This is an optimization exercise on Yosys and OpenROAD, whose aim is small area and a short achievable clock period, not a production implementation. Where RTL was checked, it was by simulation tests only, not by an equivalence proof against the original. Not every run is shown, and edits may drop behaviour that the tests do not exercise. Function not checked in run 2: the RTL went through the layout flow alone.

run_1/layer_met1.png
Supply wires on this layer in grey. Cells faint in the background.
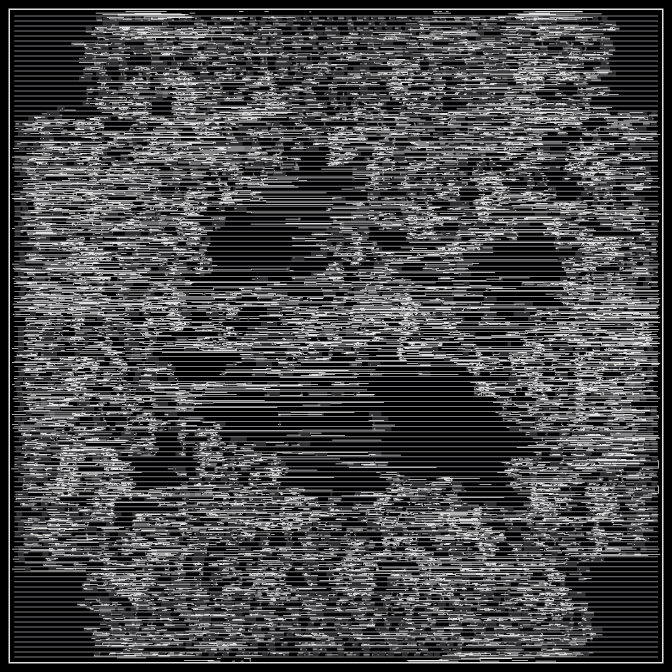
run_1/layer_met2.png
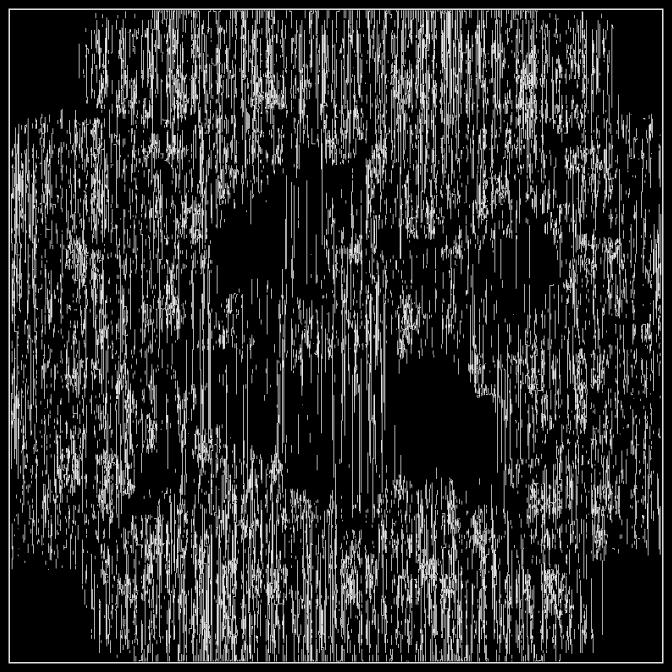
run_1/layer_met3.png
Scale bar: 100 µm.
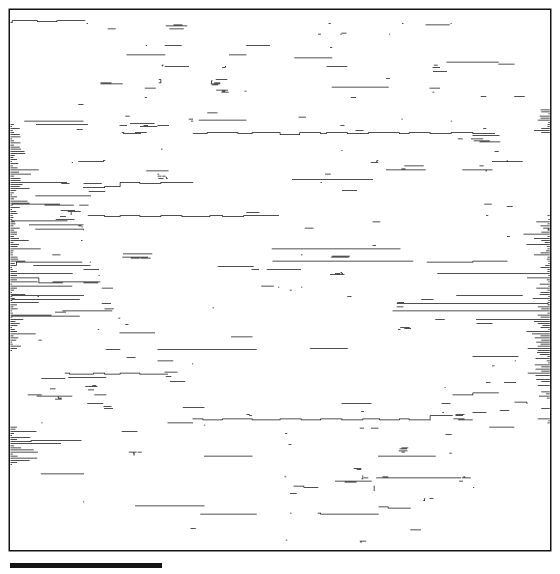
**config.mk**
```make
export PLATFORM = sky130hd
export DESIGN_NAME = top_level
export DESIGN_NICKNAME = top_level
export VERILOG_FILES = /design/flow/design.v
export SDC_FILE = /design/flow/constraint.sdc
export NUM_CORES = 4
export LEC_CHECK = 0
export CAP_MARGIN = 20
export CORE_MARGIN = 2
export CORE_UTILIZATION = 40
export SLEW_MARGIN = 20
```
**constraint.sdc**
```tcl
create_clock -name core_clock -period 5.8 [get_ports {clk}]
set_input_delay 1.1600 -clock core_clock [delete_from_list [all_inputs] [get_ports {clk}]]
set_output_delay 1.1600 -clock core_clock [all_outputs]
set_load 0.01 [all_outputs]
```
**design.v**
```verilog
module abs_difference
#(parameter WIDTH = 8)
(ori, can, abs);
	input [WIDTH-1:0] ori, can;
	wire signed[WIDTH:0] neg1, neg2;
	output  [WIDTH-1:0] abs;
	assign neg1 = ori - can;
	assign neg2 = can - ori;
	assign abs = (neg1 < 0)? neg2[7:0] : neg1[7:0];
endmodule	
module SAD_4x8
#(parameter WIDTH = 8)
(
	input clk, rst, en,
	input [WIDTH-1:0]
		ori_0,
		ori_1,
		ori_2,
		ori_3,
		ori_4,
		ori_5,
		ori_6,
		ori_7,
		ori_8,
		ori_9,
		ori_10,
		ori_11,
		ori_12,
		ori_13,
		ori_14,
		ori_15,
		ori_16,
		ori_17,
		ori_18,
		ori_19,
		ori_20,
		ori_21,
		ori_22,
		ori_23,
		ori_24,
		ori_25,
		ori_26,
		ori_27,
		ori_28,
		ori_29,
		ori_30,
		ori_31,
		can_0,
		can_1,
		can_2,
		can_3,
		can_4,
		can_5,
		can_6,
		can_7,
		can_8,
		can_9,
		can_10,
		can_11,
		can_12,
		can_13,
		can_14,
		can_15,
		can_16,
		can_17,
		can_18,
		can_19,
		can_20,
		can_21,
		can_22,
		can_23,
		can_24,
		can_25,
		can_26,
		can_27,
		can_28,
		can_29,
		can_30,
		can_31,
	output [WIDTH+4:0] out_sad
 );
	reg [WIDTH-1:0] reg_ori_0,
					reg_ori_1,
					reg_ori_2,
					reg_ori_3,
					reg_ori_4,
					reg_ori_5,
					reg_ori_6,
					reg_ori_7,
					reg_ori_8,
					reg_ori_9,
					reg_ori_10,
					reg_ori_11,
					reg_ori_12,
					reg_ori_13,
					reg_ori_14,
					reg_ori_15,
					reg_ori_16,
					reg_ori_17,
					reg_ori_18,
					reg_ori_19,
					reg_ori_20,
					reg_ori_21,
					reg_ori_22,
					reg_ori_23,
					reg_ori_24,
					reg_ori_25,
					reg_ori_26,
					reg_ori_27,
					reg_ori_28,
					reg_ori_29,
					reg_ori_30,
					reg_ori_31,
					reg_can_0,
					reg_can_1,
					reg_can_2,
					reg_can_3,
					reg_can_4,
					reg_can_5,
					reg_can_6,
					reg_can_7,
					reg_can_8,
					reg_can_9,
					reg_can_10,
					reg_can_11,
					reg_can_12,
					reg_can_13,
					reg_can_14,
					reg_can_15,
					reg_can_16,
					reg_can_17,
					reg_can_18,
					reg_can_19,
					reg_can_20,
					reg_can_21,
					reg_can_22,
					reg_can_23,
					reg_can_24,
					reg_can_25,
					reg_can_26,
					reg_can_27,
					reg_can_28,
					reg_can_29,
					reg_can_30,
					reg_can_31;
	reg [WIDTH+1:0] reg_sum_0,
					reg_sum_1,
					reg_sum_2,
					reg_sum_3,
					reg_sum_4,
					reg_sum_5,
					reg_sum_6,
					reg_sum_7;
	reg [WIDTH+4:0] reg_total_sum;
	reg reg_en;
	wire [WIDTH+1:0] sum_0,
					 sum_1,
					 sum_2,
					 sum_3,
					 sum_4,
					 sum_5,
					 sum_6,
					 sum_7;
	wire [WIDTH-1:0] abs_diff_0,
					 abs_diff_1,
					 abs_diff_2,
					 abs_diff_3,
					 abs_diff_4,
					 abs_diff_5,
					 abs_diff_6,
					 abs_diff_7,
					 abs_diff_8,
					 abs_diff_9,
		 			 abs_diff_10,
		 			 abs_diff_11,
		 			 abs_diff_12,
		 			 abs_diff_13,
					 abs_diff_14,
					 abs_diff_15,
					 abs_diff_16,
					 abs_diff_17,
					 abs_diff_18,
					 abs_diff_19,
					 abs_diff_20,
					 abs_diff_21,
					 abs_diff_22,
					 abs_diff_23,
					 abs_diff_24,
					 abs_diff_25,
					 abs_diff_26,
					 abs_diff_27,
					 abs_diff_28,
					 abs_diff_29,
					 abs_diff_30,
					 abs_diff_31;
	always @(posedge clk)
	begin
		if(rst)
		begin
			reg_ori_0 <= 0;
			reg_ori_1 <= 0;
			reg_ori_2 <= 0;
			reg_ori_3 <= 0;
			reg_ori_4 <= 0;
			reg_ori_5 <= 0;
			reg_ori_6 <= 0;
			reg_ori_7 <= 0;
			reg_ori_8 <= 0;
			reg_ori_9 <= 0;
			reg_ori_10 <= 0;
			reg_ori_11 <= 0;
			reg_ori_12 <= 0;
			reg_ori_13 <= 0;
			reg_ori_14 <= 0;
			reg_ori_15 <= 0;
			reg_ori_16 <= 0;
			reg_ori_17 <= 0;
			reg_ori_18 <= 0;
			reg_ori_19 <= 0;
			reg_ori_20 <= 0;
			reg_ori_21 <= 0;
			reg_ori_22 <= 0;
			reg_ori_23 <= 0;
			reg_ori_24 <= 0;
			reg_ori_25 <= 0;
			reg_ori_26 <= 0;
			reg_ori_27 <= 0;
			reg_ori_28 <= 0;
			reg_ori_29 <= 0;
			reg_ori_30 <= 0;
			reg_ori_31 <= 0;
			reg_can_0 <= 0;
			reg_can_1 <= 0;
			reg_can_2 <= 0;
			reg_can_3 <= 0;
			reg_can_4 <= 0;
			reg_can_5 <= 0;
			reg_can_6 <= 0;
			reg_can_7 <= 0;
			reg_can_8 <= 0;
			reg_can_9 <= 0;
			reg_can_10 <= 0;
			reg_can_11 <= 0;
			reg_can_12 <= 0;
			reg_can_13 <= 0;
			reg_can_14 <= 0;
			reg_can_15 <= 0;
			reg_can_16 <= 0;
			reg_can_17 <= 0;
			reg_can_18 <= 0;
			reg_can_19 <= 0;
			reg_can_20 <= 0;
			reg_can_21 <= 0;
			reg_can_22 <= 0;
			reg_can_23 <= 0;
			reg_can_24 <= 0;
			reg_can_25 <= 0;
			reg_can_26 <= 0;
			reg_can_27 <= 0;
			reg_can_28 <= 0;
			reg_can_29 <= 0;
			reg_can_30 <= 0;
			reg_can_31 <= 0;
			reg_en <= 0;			
		end
		else
		begin
			if(en)
			begin
				reg_ori_0 <= ori_0;
				reg_ori_1 <= ori_1;
				reg_ori_2 <= ori_2;
				reg_ori_3 <= ori_3;
				reg_ori_4 <= ori_4;
				reg_ori_5 <= ori_5;
				reg_ori_6 <= ori_6;
				reg_ori_7 <= ori_7;
				reg_ori_8 <= ori_8;
				reg_ori_9 <= ori_9;
				reg_ori_10 <= ori_10;
				reg_ori_11 <= ori_11;
				reg_ori_12 <= ori_12;
				reg_ori_13 <= ori_13;
				reg_ori_14 <= ori_14;
				reg_ori_15 <= ori_15;
				reg_ori_16 <= ori_16;
				reg_ori_17 <= ori_17;
				reg_ori_18 <= ori_18;
				reg_ori_19 <= ori_19;
				reg_ori_20 <= ori_20;
				reg_ori_21 <= ori_21;
				reg_ori_22 <= ori_22;
				reg_ori_23 <= ori_23;
				reg_ori_24 <= ori_24;
				reg_ori_25 <= ori_25;
				reg_ori_26 <= ori_26;
				reg_ori_27 <= ori_27;
				reg_ori_28 <= ori_28;
				reg_ori_29 <= ori_29;
				reg_ori_30 <= ori_30;
				reg_ori_31 <= ori_31;
				reg_can_0 <= can_0;
				reg_can_1 <= can_1;
				reg_can_2 <= can_2;
				reg_can_3 <= can_3;
				reg_can_4 <= can_4;
				reg_can_5 <= can_5;
				reg_can_6 <= can_6;
				reg_can_7 <= can_7;
				reg_can_8 <= can_8;
				reg_can_9 <= can_9;
				reg_can_10 <= can_10;
				reg_can_11 <= can_11;
				reg_can_12 <= can_12;
				reg_can_13 <= can_13;
				reg_can_14 <= can_14;
				reg_can_15 <= can_15;
				reg_can_16 <= can_16;
				reg_can_17 <= can_17;
				reg_can_18 <= can_18;
				reg_can_19 <= can_19;
				reg_can_20 <= can_20;
				reg_can_21 <= can_21;
				reg_can_22 <= can_22;
				reg_can_23 <= can_23;
				reg_can_24 <= can_24;
				reg_can_25 <= can_25;
				reg_can_26 <= can_26;
				reg_can_27 <= can_27;
				reg_can_28 <= can_28;
				reg_can_29 <= can_29;
				reg_can_30 <= can_30;
				reg_can_31 <= can_31;
			end
			reg_en <= en;
		end
	end
	abs_difference #(WIDTH) b_abs_diff_0 (reg_ori_0, reg_can_0, abs_diff_0);
	abs_difference #(WIDTH) b_abs_diff_1 (reg_ori_1, reg_can_1, abs_diff_1);
	abs_difference #(WIDTH) b_abs_diff_2 (reg_ori_2, reg_can_2, abs_diff_2);
	abs_difference #(WIDTH) b_abs_diff_3 (reg_ori_3, reg_can_3, abs_diff_3);
	abs_difference #(WIDTH) b_abs_diff_4 (reg_ori_4, reg_can_4, abs_diff_4);
	abs_difference #(WIDTH) b_abs_diff_5 (reg_ori_5, reg_can_5, abs_diff_5);
	abs_difference #(WIDTH) b_abs_diff_6 (reg_ori_6, reg_can_6, abs_diff_6);
	abs_difference #(WIDTH) b_abs_diff_7 (reg_ori_7, reg_can_7, abs_diff_7);
	abs_difference #(WIDTH) b_abs_diff_8 (reg_ori_8, reg_can_8, abs_diff_8);
	abs_difference #(WIDTH) b_abs_diff_9 (reg_ori_9, reg_can_9, abs_diff_9);
	abs_difference #(WIDTH) b_abs_diff_10 (reg_ori_10, reg_can_10, abs_diff_10);
	abs_difference #(WIDTH) b_abs_diff_11 (reg_ori_11, reg_can_11, abs_diff_11);
	abs_difference #(WIDTH) b_abs_diff_12 (reg_ori_12, reg_can_12, abs_diff_12);
	abs_difference #(WIDTH) b_abs_diff_13 (reg_ori_13, reg_can_13, abs_diff_13);
	abs_difference #(WIDTH) b_abs_diff_14 (reg_ori_14, reg_can_14, abs_diff_14);
	abs_difference #(WIDTH) b_abs_diff_15 (reg_ori_15, reg_can_15, abs_diff_15);
	abs_difference #(WIDTH) b_abs_diff_16 (reg_ori_16, reg_can_16, abs_diff_16);
	abs_difference #(WIDTH) b_abs_diff_17 (reg_ori_17, reg_can_17, abs_diff_17);
	abs_difference #(WIDTH) b_abs_diff_18 (reg_ori_18, reg_can_18, abs_diff_18);
	abs_difference #(WIDTH) b_abs_diff_19 (reg_ori_19, reg_can_19, abs_diff_19);
	abs_difference #(WIDTH) b_abs_diff_20 (reg_ori_20, reg_can_20, abs_diff_20);
	abs_difference #(WIDTH) b_abs_diff_21 (reg_ori_21, reg_can_21, abs_diff_21);
	abs_difference #(WIDTH) b_abs_diff_22 (reg_ori_22, reg_can_22, abs_diff_22);
	abs_difference #(WIDTH) b_abs_diff_23 (reg_ori_23, reg_can_23, abs_diff_23);
	abs_difference #(WIDTH) b_abs_diff_24 (reg_ori_24, reg_can_24, abs_diff_24);
	abs_difference #(WIDTH) b_abs_diff_25 (reg_ori_25, reg_can_25, abs_diff_25);
	abs_difference #(WIDTH) b_abs_diff_26 (reg_ori_26, reg_can_26, abs_diff_26);
	abs_difference #(WIDTH) b_abs_diff_27 (reg_ori_27, reg_can_27, abs_diff_27);
	abs_difference #(WIDTH) b_abs_diff_28 (reg_ori_28, reg_can_28, abs_diff_28);
	abs_difference #(WIDTH) b_abs_diff_29 (reg_ori_29, reg_can_29, abs_diff_29);
	abs_difference #(WIDTH) b_abs_diff_30 (reg_ori_30, reg_can_30, abs_diff_30);
	abs_difference #(WIDTH) b_abs_diff_31 (reg_ori_31, reg_can_31, abs_diff_31);
	assign sum_0 = abs_diff_0 +
				   abs_diff_1 +
				   abs_diff_2 +
				   abs_diff_3;
	assign sum_1 = abs_diff_4 +
				   abs_diff_5 +
				   abs_diff_6 +
				   abs_diff_7;
	assign sum_2 = abs_diff_8 +
				   abs_diff_9 +
				   abs_diff_10 +
				   abs_diff_11;
    assign sum_3 = abs_diff_12 +
				   abs_diff_13 +
				   abs_diff_14 +
				   abs_diff_15;
	assign sum_4 = abs_diff_16 +
				   abs_diff_17 +
				   abs_diff_18 +
				   abs_diff_19;
	assign sum_5 = abs_diff_20 +
				   abs_diff_21 +
				   abs_diff_22 +
				   abs_diff_23;
	assign sum_6 = abs_diff_24 +
				   abs_diff_25 +
				   abs_diff_26 +
				   abs_diff_27;
	assign sum_7 = abs_diff_28 +
				   abs_diff_29 +
				   abs_diff_30 +
				   abs_diff_31;
	always @(posedge clk)
	begin
		if(rst)
		begin
			reg_sum_0 <= 0;
			reg_sum_1 <= 0;
			reg_sum_2 <= 0;
			reg_sum_3 <= 0;
			reg_sum_4 <= 0;
			reg_sum_5 <= 0;
			reg_sum_6 <= 0;
			reg_sum_7 <= 0;
		end
		else
		begin
			reg_sum_0 <= sum_0;
			reg_sum_1 <= sum_1;
			reg_sum_2 <= sum_2;
			reg_sum_3 <= sum_3;
			reg_sum_4 <= sum_4;
			reg_sum_5 <= sum_5;
			reg_sum_6 <= sum_6;
			reg_sum_7 <= sum_7;
		end
	end
	always @(posedge clk)
	begin
		if(rst)
		begin
			reg_total_sum <= 0;
		end
		else
		begin
			if(reg_en)
				reg_total_sum <= reg_sum_0 +
								 reg_sum_1 +
								 reg_sum_2 +
								 reg_sum_3 +
								 reg_sum_4 +
								 reg_sum_5 +
								 reg_sum_6 +
								 reg_sum_7;
		end
	end
	assign out_sad = reg_total_sum;
endmodule
module control
(
	input  clk, rst, init, finish, ack,
 	output en, done, rst_sad
);
	reg [3:0] state;
	reg reg_en, reg_done, reg_rst_sad;
	parameter INIT = 0, CALC = 1, WAIT = 2, DONE = 3;
	always @(state)
	begin
		case(state)
			INIT:
			begin
				reg_rst_sad = 1;
				reg_done = 0;
				reg_en = 0;
			end
			CALC:
			begin
				reg_rst_sad = 0;
				reg_done = 0;
				reg_en = 1;
			end
			WAIT:
			begin
				reg_rst_sad = 0;
				reg_done = 0;
				reg_en = 1;
			end
			DONE:
			begin
				reg_rst_sad = 0;
				reg_done = 1;
				reg_en = 0;
			end
			default:
			begin
				reg_rst_sad = 1;
				reg_done = 0;
				reg_en = 0;
			end
		endcase
	end
	always @(posedge clk or posedge rst)
	begin
		if(rst)
			state <= INIT;
		else
		begin
			case(state)
				INIT:
				begin
					if(init)
						state <= CALC;
					else
						state <= INIT;
				end
				CALC:
				begin
					if(init)
						state <= CALC;
					else
						state <= WAIT;
				end
				WAIT:
				begin
					if(finish)
						state <= DONE;
					else
						state <= WAIT;
				end
				DONE:
				begin
					if(ack)
						state <= INIT;
					else
						state <= DONE;
				end
			endcase
		end
	end
	assign rst_sad = reg_rst_sad;
	assign en = reg_en;
	assign done = reg_done;
endmodule
module top_level
#(parameter WIDTH = 8)
(
	input clk, rst, init, finish, ack,
	input [WIDTH-1:0]
		ori_0,
		ori_1,
		ori_2,
		ori_3,
		ori_4,
		ori_5,
		ori_6,
		ori_7,
		ori_8,
		ori_9,
		ori_10,
		ori_11,
		ori_12,
		ori_13,
		ori_14,
		ori_15,
		ori_16,
		ori_17,
		ori_18,
		ori_19,
		ori_20,
		ori_21,
		ori_22,
		ori_23,
		ori_24,
		ori_25,
		ori_26,
		ori_27,
		ori_28,
		ori_29,
		ori_30,
		ori_31,
		can_0,
		can_1,
		can_2,
		can_3,
		can_4,
		can_5,
		can_6,
		can_7,
		can_8,
		can_9,
		can_10,
		can_11,
		can_12,
		can_13,
		can_14,
		can_15,
		can_16,
		can_17,
		can_18,
		can_19,
		can_20,
		can_21,
		can_22,
		can_23,
		can_24,
		can_25,
		can_26,
		can_27,
		can_28,
		can_29,
		can_30,
		can_31,
	output done,
	output [WIDTH+4:0] out_sad
	);
	reg [WIDTH-1:0] reg_ori_0,
					reg_ori_1,
					reg_ori_2,
					reg_ori_3,
					reg_ori_4,
					reg_ori_5,
					reg_ori_6,
					reg_ori_7,
					reg_ori_8,
					reg_ori_9,
					reg_ori_10,
					reg_ori_11,
					reg_ori_12,
					reg_ori_13,
					reg_ori_14,
					reg_ori_15,
					reg_ori_16,
					reg_ori_17,
					reg_ori_18,
					reg_ori_19,
					reg_ori_20,
					reg_ori_21,
					reg_ori_22,
					reg_ori_23,
					reg_ori_24,
					reg_ori_25,
					reg_ori_26,
					reg_ori_27,
					reg_ori_28,
					reg_ori_29,
					reg_ori_30,
					reg_ori_31,
					reg_can_0,
					reg_can_1,
					reg_can_2,
					reg_can_3,
					reg_can_4,
					reg_can_5,
					reg_can_6,
					reg_can_7,
					reg_can_8,
					reg_can_9,
					reg_can_10,
					reg_can_11,
					reg_can_12,
					reg_can_13,
					reg_can_14,
					reg_can_15,
					reg_can_16,
					reg_can_17,
					reg_can_18,
					reg_can_19,
					reg_can_20,
					reg_can_21,
					reg_can_22,
					reg_can_23,
					reg_can_24,
					reg_can_25,
					reg_can_26,
					reg_can_27,
					reg_can_28,
					reg_can_29,
					reg_can_30,
					reg_can_31;
	wire rst_regs, en;
	control b_control(
		.clk(clk),
		.rst(rst),
		.init(init),
		.finish(finish),
		.ack(ack),
		.en(en),
		.done(done),
		.rst_sad(rst_regs)
		);
	SAD_4x8 b_SAD_4x8(
		.clk(clk),
		.rst(rst_regs),
		.en(en),
		.ori_0(ori_0),
		.ori_1(ori_1),
		.ori_2(ori_2),
		.ori_3(ori_3),
		.ori_4(ori_4),
		.ori_5(ori_5),
		.ori_6(ori_6),
		.ori_7(ori_7),
		.ori_8(ori_8),
		.ori_9(ori_9),
		.ori_10(ori_10),
		.ori_11(ori_11),
		.ori_12(ori_12),
		.ori_13(ori_13),
		.ori_14(ori_14),
		.ori_15(ori_15),
		.ori_16(ori_16),
		.ori_17(ori_17),
		.ori_18(ori_18),
		.ori_19(ori_19),
		.ori_20(ori_20),
		.ori_21(ori_21),
		.ori_22(ori_22),
		.ori_23(ori_23),
		.ori_24(ori_24),
		.ori_25(ori_25),
		.ori_26(ori_26),
		.ori_27(ori_27),
		.ori_28(ori_28),
		.ori_29(ori_29),
		.ori_30(ori_30),
		.ori_31(ori_31),
		.can_0(can_0),
		.can_1(can_1),
		.can_2(can_2),
		.can_3(can_3),
		.can_4(can_4),
		.can_5(can_5),
		.can_6(can_6),
		.can_7(can_7),
		.can_8(can_8),
		.can_9(can_9),
		.can_10(can_10),
		.can_11(can_11),
		.can_12(can_12),
		.can_13(can_13),
		.can_14(can_14),
		.can_15(can_15),
		.can_16(can_16),
		.can_17(can_17),
		.can_18(can_18),
		.can_19(can_19),
		.can_20(can_20),
		.can_21(can_21),
		.can_22(can_22),
		.can_23(can_23),
		.can_24(can_24),
		.can_25(can_25),
		.can_26(can_26),
		.can_27(can_27),
		.can_28(can_28),
		.can_29(can_29),
		.can_30(can_30),
		.can_31(can_31),
		.out_sad(out_sad)
		);
endmodule
```
**run.sh**
```bash
#!/bin/bash
# synth_recipe.tcl (not shown) runs the flow's synth.tcl, then flattens the netlist and writes it again
# the make line also repeats each setting of config.mk as NAME=value (left out here)
make -C /OpenROAD-flow-scripts/flow DESIGN_CONFIG=/design/flow/config.mk WORK_HOME=/design/flow/orfs CLKGATE_MAP_FILE= SYNTH_SCRIPT=/design/flow/synth_recipe.tcl finish
```
==> impl_metrics.ini, run 1 <==
[global_routing]
grt_pass1_vias = 38290
maximum_number_of_pins_on_one_net_before_global_route_repair = 133
gr-usage-met1 = 0.2667
grt_util_met3 = 0.03620
global_route.overflow_total = 0
grt-busiest-layer = met2
groute.layer.met2.usage = 0.3484

[cts]
htree_levels = 3
clock-root-buffer = sky130_fd_sc_hd__clkbuf_16
cts_inserted_buffers = 78
buffer_depth_of_the_longest_clock_path = 3
tritoncts_num_sinks = 608
cts_hold_buffers = 0
cts_repair_resize_count = 0
clk_pin_slew_worst_setup_hold_paths_ns = 0.05

[die]
fp.dieW_um = 354.1
floorplan.core_area_um2 = 121700
full_die_area_um2 = 125400
rows = 128
initial_utilization = 0.4028
num_io_pins = 531
fp.dieH_um = 354.1

[worst_setup_path]
slowest_delay_ns = 0.55
cp_common_cell = sky130_fd_sc_hd__fa_1
worstPathArrival_ns = 6.05
critPathBufInv = 1
crit_path_cell_trace = ha_1 > a21o_1 > a21oi_1 > o21a_1 > o21ai_0 > a21oi_1 > xor2_1 > fa_1 > fa_1 > fa_1 > inv_1 > fa_1 > ha_2 > and3_1 > a221o_1 > a21oi_1 > o21ai_1 > nor4bb_1 > or3_1
timing.critical_path.required_ns = 6.36
crit_path_max_fanout = 6
setup.worst_path.end_class = register
setup.worst_path.class = reg -> reg
cpLargestDelayFamily = adder cells

[routing]
drt_first_pass_iters = 5
drt-vias-per-instance = 4.992
wl_per_cell_um = 16.81
top_layer_used = met5
routed-wl-met2_mm = 61.68
routed-via-count = 38840
ant_nets = 0
remaining_drc_errors = 0
route.final.wire_length_mm = 130.8

[sta]
final.setup_skew_ns = 0.03096
whs_ns = 0.4839
clock.fmax_mhz = 182.5
hold_violations = 0
totalNegativeSetupSlack_ns = 0
worst-slew-pin-transition_ns = 0.8993
max-slew-margin-rel = 0.4005
final_min_period_over_clock_period = 0.9449
final_period_minus_worst_setup_slack_ns = 5.480

[final_layout]
stdcell_count = 7780
regMostFlops = b_SAD_4x8.reg_total_sum
largest_register_ff_count = 13
flow.area_growth_from_synthesis_pct = 19.51
final_net_count = 7442
layout-drive-gt1-share = 0.03691

[worst_hold_path]
timing.hold.worst.class = reg -> reg

[synth]
synth.avg_cell_area_um2 = 8.708
ys_types = 63
yosys_warnings = 2
synthTopCellsByCount = sky130_fd_sc_hd__inv_1, sky130_fd_sc_hd__nor2_1, sky130_fd_sc_hd__ha_1, sky130_fd_sc_hd__mux2i_1, sky130_fd_sc_hd__dfxtp_1
post-synth-top-count-cell = sky130_fd_sc_hd__inv_1
ys_ff_latch = 608
post_synth_instance_area_um2 = 49030
dominantRegCellSynth = sky130_fd_sc_hd__dfxtp_1
synthCells = 5631
seq_area_frac_synth = 0.2484

[placement]
hpwlAfterDp_mm = 105.4
post-place-cells = 7635
placement.io_buffers = 530

[outcome]
run_status = finished clean
-- layer_met1.png (at the start) --
nets with wire on the layer: 6,913
main direction: horizontal
wire length on this layer: 61.0 mm

-- layer_met2.png (at the start) --
longest straight run: 84.5 µm
share of all routed wire: 47%
nets with wire on the layer: 5,994
main direction: vertical

-- layer_met3.png (at the start) --
main direction: horizontal
wire length on this layer: 5,270 µm

[run 1: kinds of logic after synthesis]
logic type | share of synthesized area
compound gates | 0.1561
simple gates | 0.09863
fa+ha+maj | 0.2421
flops | 0.2484
buf+inv | 0.08028
mux | 0.1307
xor+xnor | 0.04376
[run 1: cell type report]
class,count,area [µm²]
diodes,5,12.51
clock buffers,109,2271
clock inverters,29,420.4
fillers,11820,63120
inverters,844,3168
multi-input cells,4009,32940
flip-flops and latches,608,12180
well taps,1625,2033
repair buffers,551,5575
[run 1: per-stage QoR]
stage               worst slack, ns  utilization  area (µm²)
finish                       0.3195       0.4814       58600
global route                0.02254       0.4814       58600
CTS                          0.2117       0.4811       58560
detailed placement           0.2631       0.4590       55870
global placement             0.3128       0.4590       55870
floorplan                    0.5080            -       49030
[run 1: cells in the final DEF (no fill, tap or decap), types with 46 or more instances in the layout]
cell and n:
sky130_fd_sc_hd__clkbuf_16 80, sky130_fd_sc_hd__o21bai_1 96, sky130_fd_sc_hd__dfxtp_1 606, sky130_fd_sc_hd__a31oi_1 50, sky130_fd_sc_hd__a311oi_1 46, sky130_fd_sc_hd__nand2_1 179
sky130_fd_sc_hd__o21ai_0 126, sky130_fd_sc_hd__fa_1 192, sky130_fd_sc_hd__ha_1 637, sky130_fd_sc_hd__mux2i_1 613, sky130_fd_sc_hd__clkdlybuf4s50_1 530, sky130_fd_sc_hd__a211oi_1 58
sky130_fd_sc_hd__a21oi_1 404, sky130_fd_sc_hd__nor2b_1 68, sky130_fd_sc_hd__nor2_1 725, sky130_fd_sc_hd__xnor2_1 128, sky130_fd_sc_hd__a21o_1 140, sky130_fd_sc_hd__inv_1 844
sky130_fd_sc_hd__xor2_1 117
[run 1: path summary, 6_finish.rpt]
path                                                 start                           to  slack, ns  cells after the start
worst max-delay path                b_SAD_4x8.reg_sum_1[1]  b_SAD_4x8.reg_total_sum[12]       0.32                     19
worst min-delay path            b_SAD_4x8.reg_total_sum[7]   b_SAD_4x8.reg_total_sum[7]       0.48                      2
worst max register to register      b_SAD_4x8.reg_sum_1[1]  b_SAD_4x8.reg_total_sum[12]       0.32                     19
worst min register to register  b_SAD_4x8.reg_total_sum[7]   b_SAD_4x8.reg_total_sum[7]       0.48                      2
max in group asynchronous                              rst           b_control.state[0]       5.03                      2
min in group asynchronous                              rst           b_control.state[1]       0.66                      2
--- run 2: outline of the changes from run 1 ---
design.v: 750 -> 1562 lines; modules unchanged: 0
  abs_difference: edited, 10 -> 8 lines
  SAD_4x8: edited, 437 -> 1364 lines
  control: edited, 85 -> 25 lines
  top_level: edited, 218 -> 165 lines
==> module control as of run 2 <==
module control
(
	input  clk, rst, init, finish, ack,
	output done,   
	output idle,   
	output en      
);
	localparam IDLE = 2'd0, CALC = 2'd1, WAIT = 2'd2, DONE = 2'd3;
	reg [1:0] state;
	always @(posedge clk or posedge rst)
	begin
		if (rst)
			state <= IDLE;
		else
			case (state)
				IDLE: state <= init ? CALC : IDLE;
				CALC: state <= init ? CALC : WAIT;
				WAIT: state <= finish ? DONE : WAIT;
				DONE: state <= ack ? IDLE : DONE;
			endcase
	end
	assign done = (state == DONE);
	assign idle = (state == IDLE);
	assign en   = (state == CALC) || (state == WAIT);
endmodule
==> module top_level as of run 2 <==
module top_level
#(parameter WIDTH = 8)
(
	input clk, rst, init, finish, ack,
	input [WIDTH-1:0]
		ori_0,
		ori_1,
		ori_2,
		ori_3,
		ori_4,
		ori_5,
		ori_6,
		ori_7,
		ori_8,
		ori_9,
		ori_10,
		ori_11,
		ori_12,
		ori_13,
		ori_14,
		ori_15,
		ori_16,
		ori_17,
		ori_18,
		ori_19,
		ori_20,
		ori_21,
		ori_22,
		ori_23,
		ori_24,
		ori_25,
		ori_26,
		ori_27,
		ori_28,
		ori_29,
		ori_30,
		ori_31,
		can_0,
		can_1,
		can_2,
		can_3,
		can_4,
		can_5,
		can_6,
		can_7,
		can_8,
		can_9,
		can_10,
		can_11,
		can_12,
		can_13,
		can_14,
		can_15,
		can_16,
		can_17,
		can_18,
		can_19,
		can_20,
		can_21,
		can_22,
		can_23,
		can_24,
		can_25,
		can_26,
		can_27,
		can_28,
		can_29,
		can_30,
		can_31,
	output done,
	output [WIDTH+4:0] out_sad
	);
	wire idle, en;
	wire [12:0] sum;
	control b_control(
		.clk(clk),
		.rst(rst),
		.init(init),
		.finish(finish),
		.ack(ack),
		.done(done),
		.idle(idle),
		.en(en)
		);
	SAD_4x8 b_SAD_4x8(
		.clk(clk),
		.ori_0(ori_0),
		.ori_1(ori_1),
		.ori_2(ori_2),
		.ori_3(ori_3),
		.ori_4(ori_4),
		.ori_5(ori_5),
		.ori_6(ori_6),
		.ori_7(ori_7),
		.ori_8(ori_8),
		.ori_9(ori_9),
		.ori_10(ori_10),
		.ori_11(ori_11),
		.ori_12(ori_12),
		.ori_13(ori_13),
		.ori_14(ori_14),
		.ori_15(ori_15),
		.ori_16(ori_16),
		.ori_17(ori_17),
		.ori_18(ori_18),
		.ori_19(ori_19),
		.ori_20(ori_20),
		.ori_21(ori_21),
		.ori_22(ori_22),
		.ori_23(ori_23),
		.ori_24(ori_24),
		.ori_25(ori_25),
		.ori_26(ori_26),
		.ori_27(ori_27),
		.ori_28(ori_28),
		.ori_29(ori_29),
		.ori_30(ori_30),
		.ori_31(ori_31),
		.can_0(can_0),
		.can_1(can_1),
		.can_2(can_2),
		.can_3(can_3),
		.can_4(can_4),
		.can_5(can_5),
		.can_6(can_6),
		.can_7(can_7),
		.can_8(can_8),
		.can_9(can_9),
		.can_10(can_10),
		.can_11(can_11),
		.can_12(can_12),
		.can_13(can_13),
		.can_14(can_14),
		.can_15(can_15),
		.can_16(can_16),
		.can_17(can_17),
		.can_18(can_18),
		.can_19(can_19),
		.can_20(can_20),
		.can_21(can_21),
		.can_22(can_22),
		.can_23(can_23),
		.can_24(can_24),
		.can_25(can_25),
		.can_26(can_26),
		.can_27(can_27),
		.can_28(can_28),
		.can_29(can_29),
		.can_30(can_30),
		.can_31(can_31),
		.sum_out(sum)
		);
	reg en_1, en_2;
	reg [12:0] total;
	always @(posedge clk)
	begin
		en_1 <= en;
		en_2 <= en_1;
		if (idle)
			total <= 0;
		else if (en_1)
			total <= en_2 ? sum : 13'd0;
	end
	assign out_sad = total;
endmodule
==> module abs_difference as of run 2 <==
module abs_difference
#(parameter WIDTH = 8)
(ori, can, abs);
	input  [WIDTH-1:0] ori, can;
	output [WIDTH-1:0] abs;
	wire [WIDTH:0] t = {1'b0, ori} + {1'b0, ~can};
	assign abs = t[WIDTH] ? t[WIDTH-1:0] + 1'b1 : ~t[WIDTH-1:0];
endmodule
==> run 2 against run 1 <==
Against the previous run:
- global-route usage increased by 4.0 points
- flip-flop and latch count decreased by 411
- design area decreased by 44%
- sequential share of layout area decreased by 8.7 points
- clock skew decreased by 0.014 ns
- final cell count decreased by 45%
- routed wire length decreased by 38%
- via count decreased by 45%
- largest cell class unchanged
==> impl_metrics.ini, run 2 <==
[worst_setup_path]
critical_path.reg2reg.startpoint = b_SAD_4x8.rb[11]
timing.reg2reg.worst_path_depth = 12
timing.critical_path.required_ns = 6.13
critical_path.reg2reg.endpoint = total[9]
setup.worst_path.class = in -> reg
worstPathArrival_ns = 5.01
crit_path_max_fanout = 6
crit_path_start = ori_24[0]
setup.reg_to_reg.worst_slack_ns = 2.00

[worst_hold_path]
timing.hold.worst.class = reg -> reg
timing.hold.worst_path_depth = 0
hold_path_startpoint = en_1
hold-path-endpoint = en_2

[routing]
wl_per_cell_um = 19.10
remaining_drc_errors = 0
top_layer_used = met5
drt-vias-per-instance = 4.963
routed-via-count = 21170
routed-wl-met2_mm = 42.14
route.final.wire_length_mm = 81.44
drt_first_pass_iters = 5

[sta]
final_period_minus_worst_setup_slack_ns = 4.681
final.setup_skew_ns = 0.01719
max-slew-margin-rel = 0.3964
totalNegativeSetupSlack_ns = 0
worst-slew-pin-transition_ns = 0.9000

[cts]
cts_inserted_buffers = 17
buffer_depth_of_the_longest_clock_path = 2
tritoncts_num_sinks = 197
clk_pin_slew_worst_setup_hold_paths_ns = 0.08
htree_levels = 4
cts_repair_resize_count = 0
clock-root-buffer = sky130_fd_sc_hd__clkbuf_16

[final_layout]
finish.utilization = 0.5148
largest_register_ff_count = 133
final_net_count = 4492
area.sequential_um2 = 3954
n_fill_cell = 5904
final_common_cell = sky130_fd_sc_hd__inv_1

[placement]
hpwlAfterDp_mm = 74.64
placement.io_buffers = 530

[global_routing]
grt_pass1_vias = 22720
groute.layer.met2.usage = 0.4514
maximum_number_of_pins_on_one_net_before_global_route_repair = 21
grt-busiest-layer = met2
grt_util_met3 = 0.02640
global_route.overflow_total = 0

[die]
fp.dieW_um = 257.4
full_die_area_um2 = 66250
num_io_pins = 531
rows = 92
fp.dieH_um = 257.4
initial_utilization = 0.4057
floorplan.core_area_um2 = 63310

[synth]
synth_top_family_by_area = adder cells
synthTopCellsByCount = sky130_fd_sc_hd__inv_1, sky130_fd_sc_hd__fa_1, sky130_fd_sc_hd__ha_1, sky130_fd_sc_hd__xnor2_1, sky130_fd_sc_hd__dfxtp_1
synthMuxAreaShare = 0.009013
ys_types = 79
synth_compound_gate_area_share = 0.1583
xor_xnor_fraction_of_synth_area = 0.1195
synth_fa_ha_area_frac = 0.3642

[outcome]
run_status = finished clean
## run 2: cell count changes after synthesis, moves of 133 or more
cell                      delta
sky130_fd_sc_hd__dfxtp_1   -411
sky130_fd_sc_hd__mux2i_1   -600
sky130_fd_sc_hd__a21oi_1   -278
sky130_fd_sc_hd__ha_1      -358
sky130_fd_sc_hd__xnor2_1   +133
sky130_fd_sc_hd__nor2_1    -623
sky130_fd_sc_hd__inv_1     -169
## run 2: critical path: stages
cell and delay, ns:
sky130_fd_sc_hd__clkdlybuf4s50_1 0.47, sky130_fd_sc_hd__ha_1 0.20, sky130_fd_sc_hd__inv_1 0.06, sky130_fd_sc_hd__fa_1 0.39
sky130_fd_sc_hd__and2b_1 0.23, sky130_fd_sc_hd__o31a_2 0.14, sky130_fd_sc_hd__o21ai_0 0.12, sky130_fd_sc_hd__a211oi_1 0.75
sky130_fd_sc_hd__o21ai_0 0.25, sky130_fd_sc_hd__xnor2_1 0.21, sky130_fd_sc_hd__fa_1 0.56, sky130_fd_sc_hd__inv_1 0.05
sky130_fd_sc_hd__fa_1 0.42
## run 2: cell type report
cell class | instances | area share
Multi-Input combinational cell | 1979 | 0.5853
Timing Repair Buffer | 532 | 0.1632
Sequential cell | 197 | 0.1213
Inverter | 675 | 0.07774
Tap cell | 846 | 0.03248
Clock buffer | 18 | 0.01317
Clock inverter | 14 | 0.006488
Antenna cell | 4 | 0.0003071
## run 2: metrics by stage
| step | worst slack, ns | std cells | instance area (µm²) | hold WS (ns) |
|---|---|---|---|---|
| floorplan | 1.484 | 2879 | 25680 | 0.4324 |
| detailed placement | 0.6670 | 4229 | 31940 | 0.4869 |
| CTS | 1.134 | 4261 | 32580 | 0.4982 |
| finish | 1.119 | 4265 | 32590 | 0.4930 |
| global placement | 0.7375 | 4229 | 31940 | 0.4757 |
| global route | 0.8634 | 4265 | 32590 | 0.5087 |
run_2/layer_met3.png
Scale bar: 100 µm.
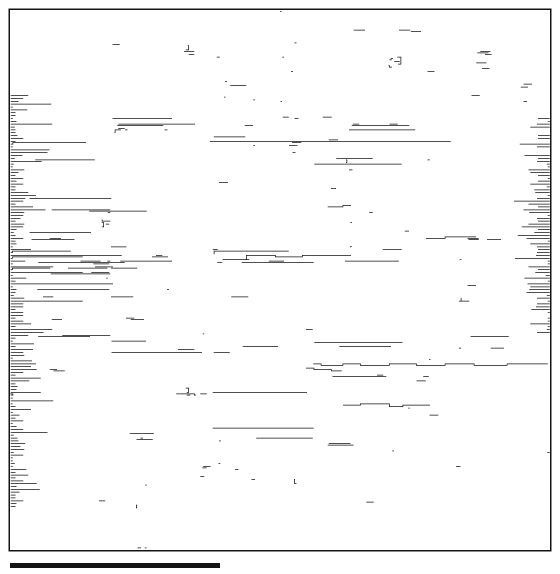
nets with wire on the layer: 353
share of all routed wire: 4.0%
longest straight run: 115 µm
main direction: horizontal
wire length on this layer: 3,280 µm

run_2/layer_met1.png
Supply wires on this layer in grey. Cells faint in the background.
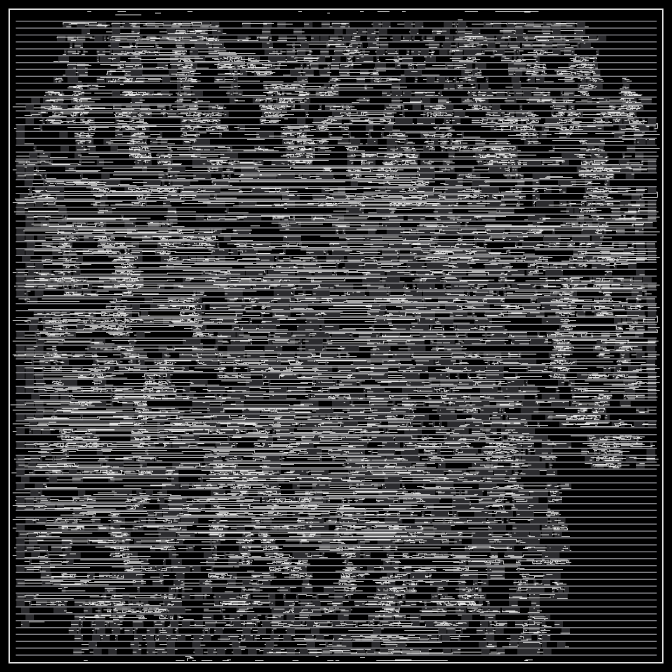
main direction: horizontal
longest straight run: 111 µm
nets with wire on the layer: 4,230
wire length on this layer: 35.2 mm

run_2/layer_met2.png
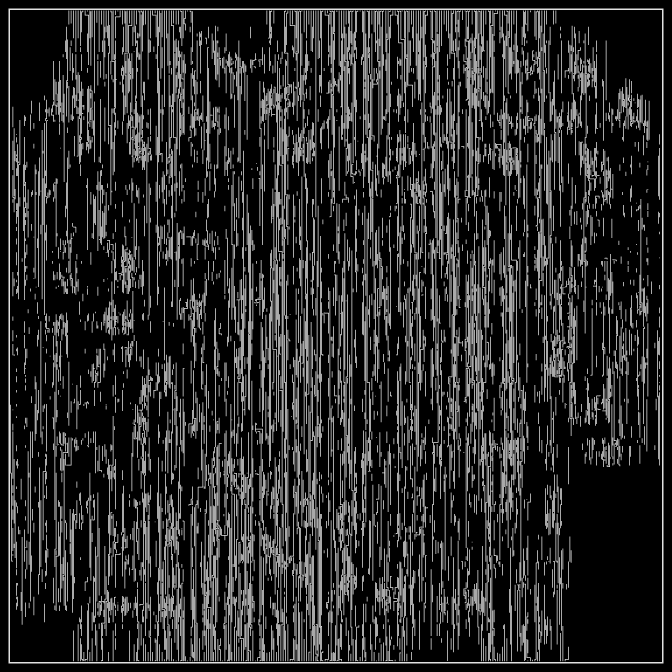
nets with wire on the layer: 3,908
share of all routed wire: 52%

run_2/layer_met4.png
Supply wires on this layer in grey.
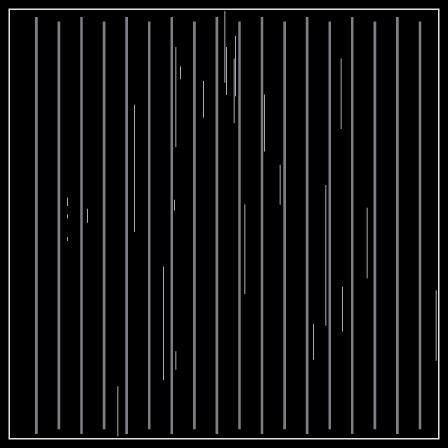
share of all routed wire: 1.0%
longest straight run: 84.3 µm
main direction: vertical
wire length on this layer: 813 µm

port drivers added, routing unchanged:
The flow's constraints put no driver on any port. The routed layouts listed below were extracted and timed again, unchanged, in two steps.
Step 1 sets driving cells, clkbuf_16 on the clock port and buf_2 on the other inputs (assumed; they add their load-dependent delay and slew).
Step 2 also shifts input and output timing later by t, the mid clock arrival at the registers, as if the neighbouring blocks saw the same clock.
a / b / c = ideal / step 1 / step 2; a / b = the first two.
run	shift t [ns]	setup WS [ns]	hold WS [ns]	worst slew at a driven data input, ns
run 1	0.756	0.320 / 0.320 / 0.320	0.484 / 0.484 / 0.484	0.12
run 2	0.484	1.119 / 1.133 / 0.649	0.493 / 0.493 / 0.493	0.11
After both steps every run listed still meets setup and hold. For run 2, which loses most, drivers alone change the setup slack by +0.014 ns; drivers and shift together by -0.470 ns.
